Source: an optimization exercise on an open RTL-to-GDS flow (aim: small area, a short achievable clock period and few clock cycles per item). Production flows keep margins and buffers that such runs may drop. Function was checked by simulation only, so behaviour that the tests miss may differ from the original.

==> images/wire_density.png <==
The die is cut into 33 by 33 equal tiles; dark purple is low, yellow is high, scaled to the fullest tile. Values are wire area over tile area, all layers added.
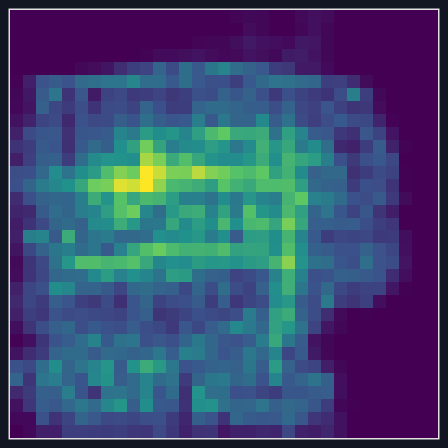
==> images/gate_families.png <==
The bar under the picture is 100 um long.
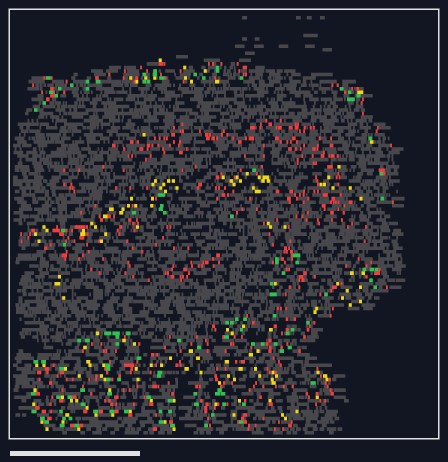
==> images/final_routing.png <==
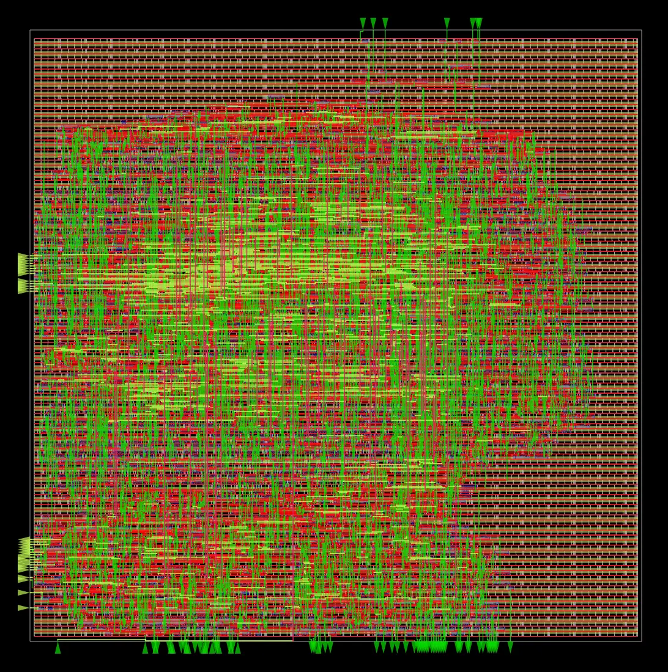
==> images/final_all.png <==
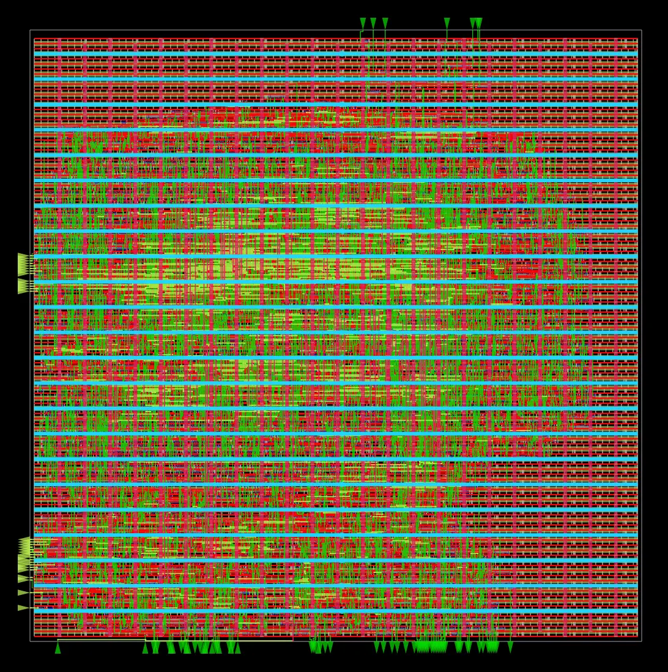
`flow/run.sh`:
```
#!/bin/bash
# synth_recipe.tcl (not shown) runs the flow's synth.tcl, then flattens the netlist and writes it again
# the make line also repeats each setting of config.mk as NAME=value (left out here)
make -C /OpenROAD-flow-scripts/flow DESIGN_CONFIG=/design/flow/config.mk WORK_HOME=/design/flow/orfs CLKGATE_MAP_FILE= SYNTH_SCRIPT=/design/flow/synth_recipe.tcl finish
```
`flow/config.mk`:
```
export PLATFORM = sky130hd
export DESIGN_NAME = CONV
export DESIGN_NICKNAME = CONV
export VERILOG_FILES = /design/flow/design.v
export SDC_FILE = /design/flow/constraint.sdc
export NUM_CORES = 4
export LEC_CHECK = 0
export CAP_MARGIN = 20
export CORE_MARGIN = 2
export CORE_UTILIZATION = 40
export PLACE_DENSITY = 0.6
export SLEW_MARGIN = 20
```
`flow/constraint.sdc`:
```
create_clock -name core_clock -period 11.0 [get_ports {clk}]
set_input_delay 2.2000 -clock core_clock [delete_from_list [all_inputs] [get_ports {clk}]]
set_output_delay 2.2000 -clock core_clock [all_outputs]
set_load 0.01 [all_outputs]
```
`flow/design.v`:
```
`timescale 1ns/10ps
module  CONV(
	input		clk,
	input		reset,
	output	reg	busy,	
	input		ready,	
	output	reg	[11:0] iaddr,
	input	[19:0] idata,	
	output	reg 	cwr,
	output	reg 	[11:0] caddr_wr,
	output	reg 	[19:0] cdata_wr,
	output	reg 	crd,
	output	reg 	[11:0] caddr_rd,
	input	 	[19:0] cdata_rd,
	output	reg 	[2:0] csel
	);
parameter signed ker0_0 = 20'h0A89E;       
parameter signed ker1_0 = 20'hFDB55;       
parameter signed ker0_1 = 20'h092D5;       
parameter signed ker1_1 = 20'h02992;       
parameter signed ker0_2 = 20'h06D43;      
parameter signed ker1_2 = 20'hFC994;      
parameter signed ker0_3 = 20'h01004;      
parameter signed ker1_3 = 20'h050FD;      
parameter signed ker0_4 = 20'hF8F71;      
parameter signed ker1_4 = 20'h02F20;      
parameter signed ker0_5 = 20'hF6E54;      
parameter signed ker1_5 = 20'h0202D;      
parameter signed ker0_6 = 20'hFA6D7;      
parameter signed ker1_6 = 20'h03BD7;      
parameter signed ker0_7 = 20'hFC834;      
parameter signed ker1_7 = 20'hFD369;      
parameter signed ker0_8 = 20'hFAC19;      
parameter signed ker1_8 = 20'h05E68;      
parameter signed bias_ker0 = 20'h01310;      
parameter signed bias_ker1 = 20'hF7295;      
reg [4:0] cur_st, nxt_st;
parameter IDLE = 5'd0,
			CONV_0 = 5'd1,
			WAIT_CONV_0 = 5'd2,
			CONV_1 = 5'd3,
			WAIT_CONV_1 = 5'd4,
			CONV_2 = 5'd5,
			WAIT_CONV_2 = 5'd6,
			CONV_3 = 5'd7,
			WAIT_CONV_3 = 5'd8,
			CONV_4 = 5'd9,
			WAIT_CONV_4 = 5'd10,
			CONV_5 = 5'd11,
			WAIT_CONV_5 = 5'd12,
			CONV_6 = 5'd13,
			WAIT_CONV_6 = 5'd14,
			CONV_7 = 5'd15,
			WAIT_CONV_7 = 5'd16,
			CONV_8 = 5'd17,
			WAIT_CONV_8 = 5'd18,
			CONV_FINISH = 5'd19,
			MAX_KER0_LOAD = 5'd20,
			MAX_KER0_OUT = 5'd21,
			MAX_KER1_LOAD = 5'd22,
			MAX_KER1_OUT = 5'd23,
			MAX_FINISH = 5'd24,
			FLAT_KER0_LOAD = 5'd25,
			FLAT_KER0_OUT = 5'd26,
			FLAT_KER1_LOAD = 5'd27,
			FLAT_KER1_OUT = 5'd28,
			ALL_FINISH = 5'd29;
reg signed [19:0] idata_reg;
reg signed [19:0] conv_mul_a;
reg signed [19:0] ker0_weight, ker1_weight;
reg signed [39:0] conv_ker0_mul, conv_ker1_mul;
reg signed [39:0] conv_ker0_mul_reg, conv_ker1_mul_reg;
wire signed [19:0] conv_ker0_mul_reg_before, conv_ker1_mul_reg_before;
wire signed [19:0] conv_ker0_mul_reg_20bit, conv_ker1_mul_reg_20bit;
reg signed [19:0] conv_ker0_result, conv_ker1_result;
reg [3:0] counter_one_pixel;
reg [5:0] ptr_x, ptr_y;
reg conv_finsih, max_finsih;
reg [2:0] counter_layer1;
reg [4:0] layer1_ptr_x, layer1_ptr_y;
reg [10:0] layer2_addr;
reg [19:0] layer1_reg;
always@(posedge clk or posedge reset)
if(reset)
	cur_st <= IDLE;
else
	cur_st <= nxt_st;
always@(*)
case(cur_st)
	IDLE     : nxt_st = (ready)? CONV_0 : IDLE;
	CONV_0   : nxt_st = (counter_one_pixel==4'd10)? WAIT_CONV_0 : CONV_0;
	WAIT_CONV_0 : nxt_st = CONV_1;
	CONV_1   : nxt_st = (counter_one_pixel==4'd10)? WAIT_CONV_1 : CONV_1;
	WAIT_CONV_1 : nxt_st = (ptr_x==6'd62)? CONV_2 : CONV_1;
	CONV_2   : nxt_st = (counter_one_pixel==4'd10)? WAIT_CONV_2 : CONV_2;
	WAIT_CONV_2 : nxt_st = CONV_3;
	CONV_3   : nxt_st = (counter_one_pixel==4'd10)? WAIT_CONV_3 : CONV_3;
	WAIT_CONV_3 : nxt_st = CONV_4;
	CONV_4   : nxt_st = (counter_one_pixel==4'd10)? WAIT_CONV_4 : CONV_4;
	WAIT_CONV_4 : nxt_st = (ptr_x==6'd62)? CONV_5 : CONV_4;
	CONV_5   : nxt_st = (counter_one_pixel==4'd10)? WAIT_CONV_5 : CONV_5;
	WAIT_CONV_5 : nxt_st = (ptr_y==6'd62 && ptr_x==6'd63)? CONV_6 : CONV_3;
	CONV_6   : nxt_st = (counter_one_pixel==4'd10)? WAIT_CONV_6 : CONV_6;
	WAIT_CONV_6 : nxt_st = CONV_7;
	CONV_7   : nxt_st = (counter_one_pixel==4'd10)? WAIT_CONV_7 : CONV_7;
	WAIT_CONV_7 : nxt_st = (ptr_x==6'd62)? CONV_8 : CONV_7;
	CONV_8   : nxt_st = (counter_one_pixel==4'd10)? WAIT_CONV_8 : CONV_8;
	WAIT_CONV_8 : nxt_st = CONV_FINISH;
	CONV_FINISH : nxt_st = MAX_KER0_LOAD;
	MAX_KER0_LOAD : nxt_st = (counter_layer1==3'd4)? MAX_KER0_OUT : MAX_KER0_LOAD;
	MAX_KER0_OUT : nxt_st = MAX_KER1_LOAD;
	MAX_KER1_LOAD : nxt_st = (counter_layer1==3'd4)? MAX_KER1_OUT : MAX_KER1_LOAD;
	MAX_KER1_OUT : nxt_st = (layer1_ptr_x==5'd31 && layer1_ptr_y==5'd31)? MAX_FINISH : MAX_KER0_LOAD;
	MAX_FINISH : nxt_st = FLAT_KER0_LOAD;
	FLAT_KER0_LOAD : nxt_st = FLAT_KER0_OUT;
	FLAT_KER0_OUT : nxt_st = FLAT_KER1_LOAD;
	FLAT_KER1_LOAD : nxt_st = FLAT_KER1_OUT;
	FLAT_KER1_OUT : nxt_st = (layer1_ptr_x==5'd31 && layer1_ptr_y==5'd31)? ALL_FINISH : FLAT_KER0_LOAD;
	default  : nxt_st = ALL_FINISH;
endcase
always@(posedge clk or posedge reset)
if(reset)
	counter_one_pixel <= 4'd0;
else if(counter_one_pixel==4'd11 || conv_finsih)
	counter_one_pixel <= 4'd0;
else if(cur_st!=IDLE)
	counter_one_pixel <= counter_one_pixel + 1;
always@(posedge clk or posedge reset)
if(reset)
begin
	ptr_x <= 0;
	ptr_y <= 0;
end
else if(counter_one_pixel==4'd11)
	if(ptr_x==6'd63)
	begin
		ptr_x <= 0;
		ptr_y <= ptr_y+1;
	end
	else
		ptr_x <= ptr_x+1;
always@(*)
case(counter_one_pixel)
	4'd0 : iaddr = {ptr_y-1'd1, ptr_x-1'd1};
	4'd1 : iaddr = {ptr_y-1'd1, ptr_x};
	4'd2 : iaddr = {ptr_y-1'd1, ptr_x+1'd1};
	4'd3 : iaddr = {ptr_y, ptr_x-1'd1};
	4'd4 : iaddr = {ptr_y, ptr_x};	
	4'd5 : iaddr = {ptr_y, ptr_x+1'd1};	
	4'd6 : iaddr = {ptr_y+1'd1, ptr_x-1'd1};	
	4'd7 : iaddr = {ptr_y+1'd1, ptr_x};
	4'd8 : iaddr = {ptr_y+1'd1, ptr_x+1'd1};
	default : iaddr = 0; 
endcase	
always@(posedge clk)
	idata_reg <= idata;
always@(*)
case({cur_st, counter_one_pixel})
	{CONV_0,4'd1}, {CONV_0,4'd2}, {CONV_0,4'd3}, {CONV_0,4'd4}, {CONV_0,4'd7}   :  conv_mul_a = 0;
	{CONV_1,4'd1}, {CONV_1,4'd2}, {CONV_1,4'd3} :  conv_mul_a = 0;
	{CONV_2,4'd1}, {CONV_2,4'd2}, {CONV_2,4'd3}, {CONV_2,4'd6}, {CONV_2,4'd9} :  conv_mul_a = 0;
	{CONV_3,4'd1}, {CONV_3,4'd4}, {CONV_3,4'd7} :  conv_mul_a = 0;
	{CONV_5,4'd3}, {CONV_5,4'd6}, {CONV_5,4'd9} :  conv_mul_a = 0;
	{CONV_6,4'd1}, {CONV_6,4'd4}, {CONV_6,4'd7}, {CONV_6,4'd8}, {CONV_6,4'd9} :  conv_mul_a = 0;
	{CONV_7,4'd7}, {CONV_7,4'd8}, {CONV_7,4'd9} :  conv_mul_a = 0;
	{CONV_8,4'd3}, {CONV_8,4'd6}, {CONV_8,4'd7}, {CONV_8,4'd8}, {CONV_8,4'd9} :  conv_mul_a = 0;
	default : conv_mul_a = idata_reg; 
endcase		
always@(*)
case(counter_one_pixel)
	4'd1 : ker0_weight = ker0_0;
	4'd2 : ker0_weight = ker0_1;
	4'd3 : ker0_weight = ker0_2;
	4'd4 : ker0_weight = ker0_3;
	4'd5 : ker0_weight = ker0_4;	
	4'd6 : ker0_weight = ker0_5;	
	4'd7 : ker0_weight = ker0_6;	
	4'd8 : ker0_weight = ker0_7;
	4'd9 : ker0_weight = ker0_8;
	default : ker0_weight = 0; 
endcase
always@(*)
case(counter_one_pixel)
	4'd1 : ker1_weight = ker1_0;
	4'd2 : ker1_weight = ker1_1;
	4'd3 : ker1_weight = ker1_2;
	4'd4 : ker1_weight = ker1_3;
	4'd5 : ker1_weight = ker1_4;	
	4'd6 : ker1_weight = ker1_5;	
	4'd7 : ker1_weight = ker1_6;	
	4'd8 : ker1_weight = ker1_7;
	4'd9 : ker1_weight = ker1_8;
	default : ker1_weight = 0; 
endcase
always@(*)
	conv_ker0_mul = conv_mul_a * ker0_weight;
always@(*)
	conv_ker1_mul = conv_mul_a * ker1_weight;
always@(posedge clk or posedge reset)
if(reset)
	conv_ker0_mul_reg <= 0;
else if(counter_one_pixel==0)
	conv_ker0_mul_reg <= 0;
else if(counter_one_pixel!=0)
	conv_ker0_mul_reg <= conv_ker0_mul_reg + conv_ker0_mul;
always@(posedge clk or posedge reset)
if(reset)
	conv_ker1_mul_reg <= 0;
else if(counter_one_pixel==0)
	conv_ker1_mul_reg <= 0;
else if(counter_one_pixel!=0)
	conv_ker1_mul_reg <= conv_ker1_mul_reg + conv_ker1_mul;
always@(posedge clk or posedge reset)
if(reset)
	conv_finsih <= 0;
else if(cur_st==CONV_FINISH)
	conv_finsih <= 1;
always@(posedge clk or posedge reset)
if(reset)
	cwr <= 0;
else if(counter_one_pixel==4'd10 || counter_one_pixel==4'd11 || (((cur_st==MAX_KER0_LOAD)||(cur_st==MAX_KER1_LOAD))&&counter_layer1==3'd4) || (cur_st==FLAT_KER0_LOAD || cur_st==FLAT_KER1_LOAD))
	cwr <= 1;
else
	cwr <= 0;
always@(posedge clk or posedge reset)
if(reset)
	caddr_wr <= 0;
else
	caddr_wr <= (conv_finsih)? (cur_st==FLAT_KER0_LOAD || cur_st==FLAT_KER1_LOAD)? layer2_addr : {layer1_ptr_y,layer1_ptr_x} :{ptr_y, ptr_x};
assign conv_ker0_mul_reg_before = conv_ker0_mul_reg[35:16];
assign conv_ker1_mul_reg_before = conv_ker1_mul_reg[35:16];
assign conv_ker0_mul_reg_20bit = (conv_ker0_mul_reg[15])? conv_ker0_mul_reg_before + 1'd1 : conv_ker0_mul_reg_before;
assign conv_ker1_mul_reg_20bit = (conv_ker1_mul_reg[15])? conv_ker1_mul_reg_before + 1'd1 : conv_ker1_mul_reg_before;
always@(*)
	conv_ker0_result = conv_ker0_mul_reg_20bit + bias_ker0;
always@(*)
	conv_ker1_result = conv_ker1_mul_reg_20bit + bias_ker1;
always@(posedge clk)
if(cur_st==CONV_0 || cur_st==CONV_1 || cur_st==CONV_2 || cur_st==CONV_3 || cur_st==CONV_4 || cur_st==CONV_5 || cur_st==CONV_6 || cur_st==CONV_7 || cur_st==CONV_8)
	cdata_wr <=  (conv_ker0_result[19])? 0 : conv_ker0_result;
else if(cur_st==WAIT_CONV_0 || cur_st==WAIT_CONV_1 || cur_st==WAIT_CONV_2 || cur_st==WAIT_CONV_3 || cur_st==WAIT_CONV_4 || cur_st==WAIT_CONV_5 || cur_st==WAIT_CONV_6 || cur_st==WAIT_CONV_7 || cur_st==WAIT_CONV_8)
	cdata_wr <=  (conv_ker1_result[19])? 0 : conv_ker1_result;
else if((cur_st==MAX_KER0_LOAD || cur_st==MAX_KER1_LOAD) && counter_layer1== 3'd4)
	cdata_wr <= layer1_reg;
else if(cur_st==FLAT_KER0_LOAD || cur_st==FLAT_KER1_LOAD)
	cdata_wr <= cdata_rd;
always@(posedge clk or posedge reset)
if(reset)
	csel <= 0;
else if(counter_one_pixel==4'd10)
	csel <= 3'b001;
else if(counter_one_pixel==4'd11)
	csel <= 3'b010;
else if(nxt_st==MAX_KER0_LOAD)
	csel <= 3'b001;
else if(nxt_st==MAX_KER1_LOAD)
	csel <= 3'b010;
else if(nxt_st==MAX_KER0_OUT)
	csel <= 3'b011;
else if(nxt_st==MAX_KER1_OUT)
	csel <= 3'b100;
else if(cur_st==MAX_FINISH || cur_st==FLAT_KER1_OUT)
	csel <= 3'b011;
else if(cur_st==FLAT_KER0_OUT)
	csel <= 3'b100;
else if(cur_st==FLAT_KER0_LOAD || cur_st==FLAT_KER1_LOAD)
	csel <= 3'b101;
always@(posedge clk or posedge reset)
if(reset)
	counter_layer1 <= 0;
else if(counter_layer1==3'd5)
	counter_layer1 <= 0;
else if(cur_st==MAX_KER0_LOAD || cur_st==MAX_KER1_LOAD)
	counter_layer1 <= counter_layer1 +1;
always@(posedge clk or posedge reset)
if(reset)
begin
	layer1_ptr_x <= 0;
	layer1_ptr_y <= 0;
end
else if((cur_st==MAX_KER1_OUT &&counter_layer1==3'd5) || cur_st==FLAT_KER1_OUT)
begin
	if(layer1_ptr_x==5'd31)
	begin
		layer1_ptr_y <= layer1_ptr_y + 1;
		layer1_ptr_x <= 0;
	end
	else
		layer1_ptr_x <= layer1_ptr_x + 1;
end
always@(posedge clk or posedge reset)
if(reset)
	crd <= 0;
else if((cur_st==CONV_FINISH || cur_st==MAX_KER0_OUT || cur_st==MAX_KER1_OUT) || ((cur_st==MAX_KER0_LOAD ||cur_st==MAX_KER1_LOAD)&&counter_layer1<=3'd2) || (cur_st==MAX_FINISH || cur_st==FLAT_KER0_OUT || cur_st==FLAT_KER1_OUT))
	crd <= 1;
else
	crd <= 0;
always@(*)
case(counter_layer1)
	2'd0 : caddr_rd = (max_finsih)? {layer1_ptr_y, layer1_ptr_x} : {layer1_ptr_y,1'd0, layer1_ptr_x,1'd0};
	2'd1 : caddr_rd = {layer1_ptr_y,1'd0, layer1_ptr_x,1'd1};
	2'd2 : caddr_rd = {layer1_ptr_y,1'd1, layer1_ptr_x,1'd0};
	2'd3 : caddr_rd = {layer1_ptr_y,1'd1, layer1_ptr_x,1'd1};
	default : caddr_rd = 0;
endcase
always@(posedge clk or posedge reset)
if(reset)
	layer1_reg <= 20'd0;
else if(cur_st==MAX_KER0_OUT || cur_st==MAX_KER1_OUT)
	layer1_reg <= 20'd0;
else if(cur_st==MAX_KER0_LOAD || cur_st==MAX_KER1_LOAD)
	if(cdata_rd>=layer1_reg)
		layer1_reg <= cdata_rd;
always@(posedge clk or posedge reset)
if(reset)
	max_finsih <= 0;
else if(cur_st==MAX_FINISH)
	max_finsih <= 1;	
always@(*)
case(cur_st)
	FLAT_KER0_LOAD : layer2_addr = {layer1_ptr_y,layer1_ptr_x,1'd0};
	FLAT_KER1_LOAD : layer2_addr = {layer1_ptr_y,layer1_ptr_x,1'd1};
	default : layer2_addr = {layer1_ptr_y,layer1_ptr_x};
endcase
always@(posedge clk or posedge reset)
if(reset)
	busy <= 0;
else if(ready)
	busy <= 1;
else if(cur_st==ALL_FINISH)
	busy <= 0;
endmodule
```
==> impl_metrics.env <==
export IMPL_outcome="finished clean"
export IMPL_slew_viol_final=0
export IMPL_cpMaxStageDelayCell="and2_1"
export IMPL_post_cts_buffers=0
export IMPL_synth_area_um2=42100
export IMPL_cts_root_buf="clkbuf_16"
export IMPL_clkSinkCount=186
export IMPL_cp_max_fo=23
export IMPL_synth_seq_cells=186
export IMPL_antenna_found_initial=1
export IMPL_htree_levels=4
export IMPL_grt_overflow_total=0
export IMPL_worstMarginPinSlew_ns=1.18
export IMPL_grt_setup_unrepaired="no"
export IMPL_final_common_cell="inv_1"
export IMPL_synth_edf_count=20
export IMPL_path_class="reg -> reg"
export IMPL_synth_avg_cell_area_um2=8.61
export IMPL_hp_class="reg -> reg"
export IMPL_clock_skew_ns=0.0258
export IMPL_gp_congestion=0.964
export IMPL_coreArea_um2=104000
export IMPL_cp_arrival_ns=10.85
export IMPL_drt_iter0_markers=2640
export IMPL_ys_warn_count=1
export IMPL_route_detailed_drc=0
export IMPL_relSlewSlack=0.211
export IMPL_grt_pass1_wl_um=200000
export IMPL_setup_violations=0
export IMPL_syn_inst=4884
export IMPL_hold_viol=0
export IMPL_worstSkewPairLatency_ns=0.54
export IMPL_cts_clk_slew_worst_paths_ns=0.09
export IMPL_synth_nets=6051
export IMPL_die_w_um=328
export IMPL_final_nets=6032
export IMPL_cts_tree="built"
export IMPL_grt_pass1_vias=33500
export IMPL_cts_buffers=17
export IMPL_cts_max_path_buffers=2
export IMPL_pin_count=105
export IMPL_synth_cell_types=91
export IMPL_initial_core_util=0.405
export IMPL_grt_max_degree=58
export IMPL_startpoint_type="flip-flop"
export IMPL_area_delta_synth_final_pct=7.50
export IMPL_dp_final_hpwl_um=105000
export IMPL_synth_top_area_cell="fa_1"
export IMPL_die_h_um=328
export IMPL_synth_top_area_share=0.399
export IMPL_tns_ns=0
export IMPL_place_area_um2=44600
export IMPL_synthArstFlopShare=0.785
export IMPL_cp_end_kind="flip-flop"
export IMPL_synth_flop_cell="dfrtp_1"
export IMPL_port_buffers=104
export IMPL_yosysSeqAreaShare=0.111
export IMPL_layout_min_cycle_time_ns=10.46
export IMPL_synth_area_top_cells="fa_1, inv_1, dfrtp_1, ha_1, nand2_1"
export IMPL_firstDrtPassIters=7
export IMPL_max_freq_mhz=95.6
export IMPL_vias_per_cell=5.23
export IMPL_postRouteAntennaNets=0
export IMPL_placedCellCount=6226
export IMPL_maxCapViolations=0
export IMPL_final_cell_mix="inv_1, fa_1, nand2_1"
export IMPL_dieArea_um2=108000
export IMPL_drive_gt1_frac=0.0361
export IMPL_post_route_period_util=0.951
export IMPL_required_ns=11.40
export IMPL_cp_slowest_stage_delay_ns=0.74
export IMPL_design_area_um2=45200
Testbench counts, summed over its fixed seeds: cycles 786,468, images 12.
-- wire_density.png (at the start) --
The mean over all tiles is 0.20. The densest ninth of the die: middle. 14% of the tiles are over half the peak. 23% of the tiles are nearly empty. The fullest tile reaches 0.77. The emptiest ninth of the die: bottom right.
Routed WL per cell: 20.4 um
GRT Total Usage: 0.247
total number of vias: 32,800
WL final: 128,000 um

-- gate_families.png (at the start) --
Red stands for NOR gates, cells 567, most used nor2_1. Yellow stands for AND and OR gates, cells 150, most used and2_1. Green stands for AND-OR and OR-AND gates, cells 124, most used a21o_1, where all over the die.

-- final_routing.png (at the start) --
Top Layer Used: met4
met3 wire len: 10,400 um

-- final_all.png (at the start) --
final non-filler cell total: 6,259
Cell Rows: 118
Final Util: 0.435

## critical path: cells and delay by family, from the launching register on
| family | cells | cell delay, ns |
|---|---|---|
| simple gates | 6 | 1.97 |
| xor+xnor | 1 | 0.17 |
| fa+ha+maj | 9 | 4.17 |
| compound gates | 9 | 2.67 |
| flops | 1 | 0.52 |
| buf+inv | 8 | 0.78 |
## area by class of cell
class                   count  area (um^2)
diodes                      2         5.00
clock buffers              21          460
clock inverters            10          133
fillers                 10500        58700
inverters                1244         4670
multi-input cells        3234        31900
flip-flops and latches    186         4660
well taps                1380         1730
repair buffers            182         1630
## cells by family after synthesis
family	share of synthesized area
AO/OA/AOI/OAI	0.0878
XOR/XNOR	0.0344
adder cells (fa/ha/maj)	0.484
buffers and inverters	0.132
flip-flops	0.111
multiplexers	0.00625
AND/OR/NAND/NOR	0.145
## metrics by stage
step	setup slack [ns]	utilization	hold WS, ns
after floorplan	1.93	-	0.476
after global placement	0.466	0.429	0.460
after detailed placement	0.554	0.429	0.464
after CTS	0.497	0.435	0.482
after global routing	0.0362	0.435	0.543
final	0.544	0.435	0.484
## worst paths after layout
| check | end | slack [ns] | depth (start not counted) | startpoint |
|---|---|---|---|---|
| setup reg to reg | conv_ker0_mul_reg[33]$_DFF_PP0_ | 0.54 | 33 | counter_one_pixel[1]$_DFFE_PP0P_ |
| hold / removal | busy$_DFFE_PP0P_ | 0.48 | 1 | busy$_DFFE_PP0P_ |
| min in group asynchronous | layer1_reg[16]$_DFFE_PP0P_ | 2.06 | 2 | reset |
| max in group asynchronous | counter_one_pixel[2]$_DFFE_PP0P_ | 7.62 | 3 | reset |
| setup / recovery | conv_ker0_mul_reg[33]$_DFF_PP0_ | 0.54 | 33 | counter_one_pixel[1]$_DFFE_PP0P_ |
| hold reg to reg | busy$_DFFE_PP0P_ | 0.48 | 1 | busy$_DFFE_PP0P_ |
## synth_stat cells, types with 12 or more instances
master / count
a211oi_1: 15
a21o_1: 54
a21oi_1: 160
a22oi_1: 15
a311o_1: 22
a31oi_1: 19
and2_1: 56
and3_1: 46
buf_1: 14
buf_2: 26
clkbuf_1: 176
dfrtp_1: 146
dfxtp_1: 20
edfxtp_1: 20
fa_1: 838
ha_1: 286
inv_1: 1242
mux2i_1: 18
nand2_1: 536
nand2b_1: 28
nand3_1: 44
nand4_1: 28
nor2_1: 471
nor2b_1: 22
nor3_1: 34
nor4b_1: 21
o21a_1: 15
o21ai_0: 99
o21bai_1: 14
o221ai_1: 12
o22ai_1: 23
o31ai_1: 16
or2_2: 13
or3_1: 14
xnor2_1: 116
xor2_1: 46
## metal layers
| metal | vias up | wire (um) | global-route usage |
|---|---|---|---|
| li1 | 14700 | - | - |
| met1 | 16600 | 53400 | 0.336 |
| met2 | 1210 | 58800 | 0.385 |
| met3 | 210 | 10400 | 0.0564 |
| met4 | 0 | 5140 | 0.0933 |
| met5 | - | 0 | 0 |
## what timing repair did
item / CTS / global route
hold buffers: 0 / 0
resized for setup: 0 / 1
setup endpoints to repair: 0 / 3

## static timing again, ports no longer ideal
In the flow no input, the clock included, has a driving cell. The finished layout below was timed again as built, in two steps.
Step 1 (the two cells are an assumption about what drives the block):
set clk [get_ports {clk}]
set_driving_cell -lib_cell sky130_fd_sc_hd__clkbuf_16 $clk
set_driving_cell -lib_cell sky130_fd_sc_hd__buf_2 [delete_from_list [all_inputs] $clk]
Step 2 times the ports against the registers' clock, not the clock port: input delays grow and output delays shrink by t, the midpoint of the rising clock arrivals with the driver on.
Slacks: ideal ports / drivers / drivers and shift; pairs: ideal ports / drivers.
t, ns: 0.596
slack for setup (ns): 0.544 / 0.544 / 0.544
worst setup path after step 2: register to register
worst data-port slew with drivers (ns): 0.04
After both steps this run still meets setup and hold. For this run, drivers alone change the setup slack by 0.000 ns; drivers and shift together by 0.000 ns.
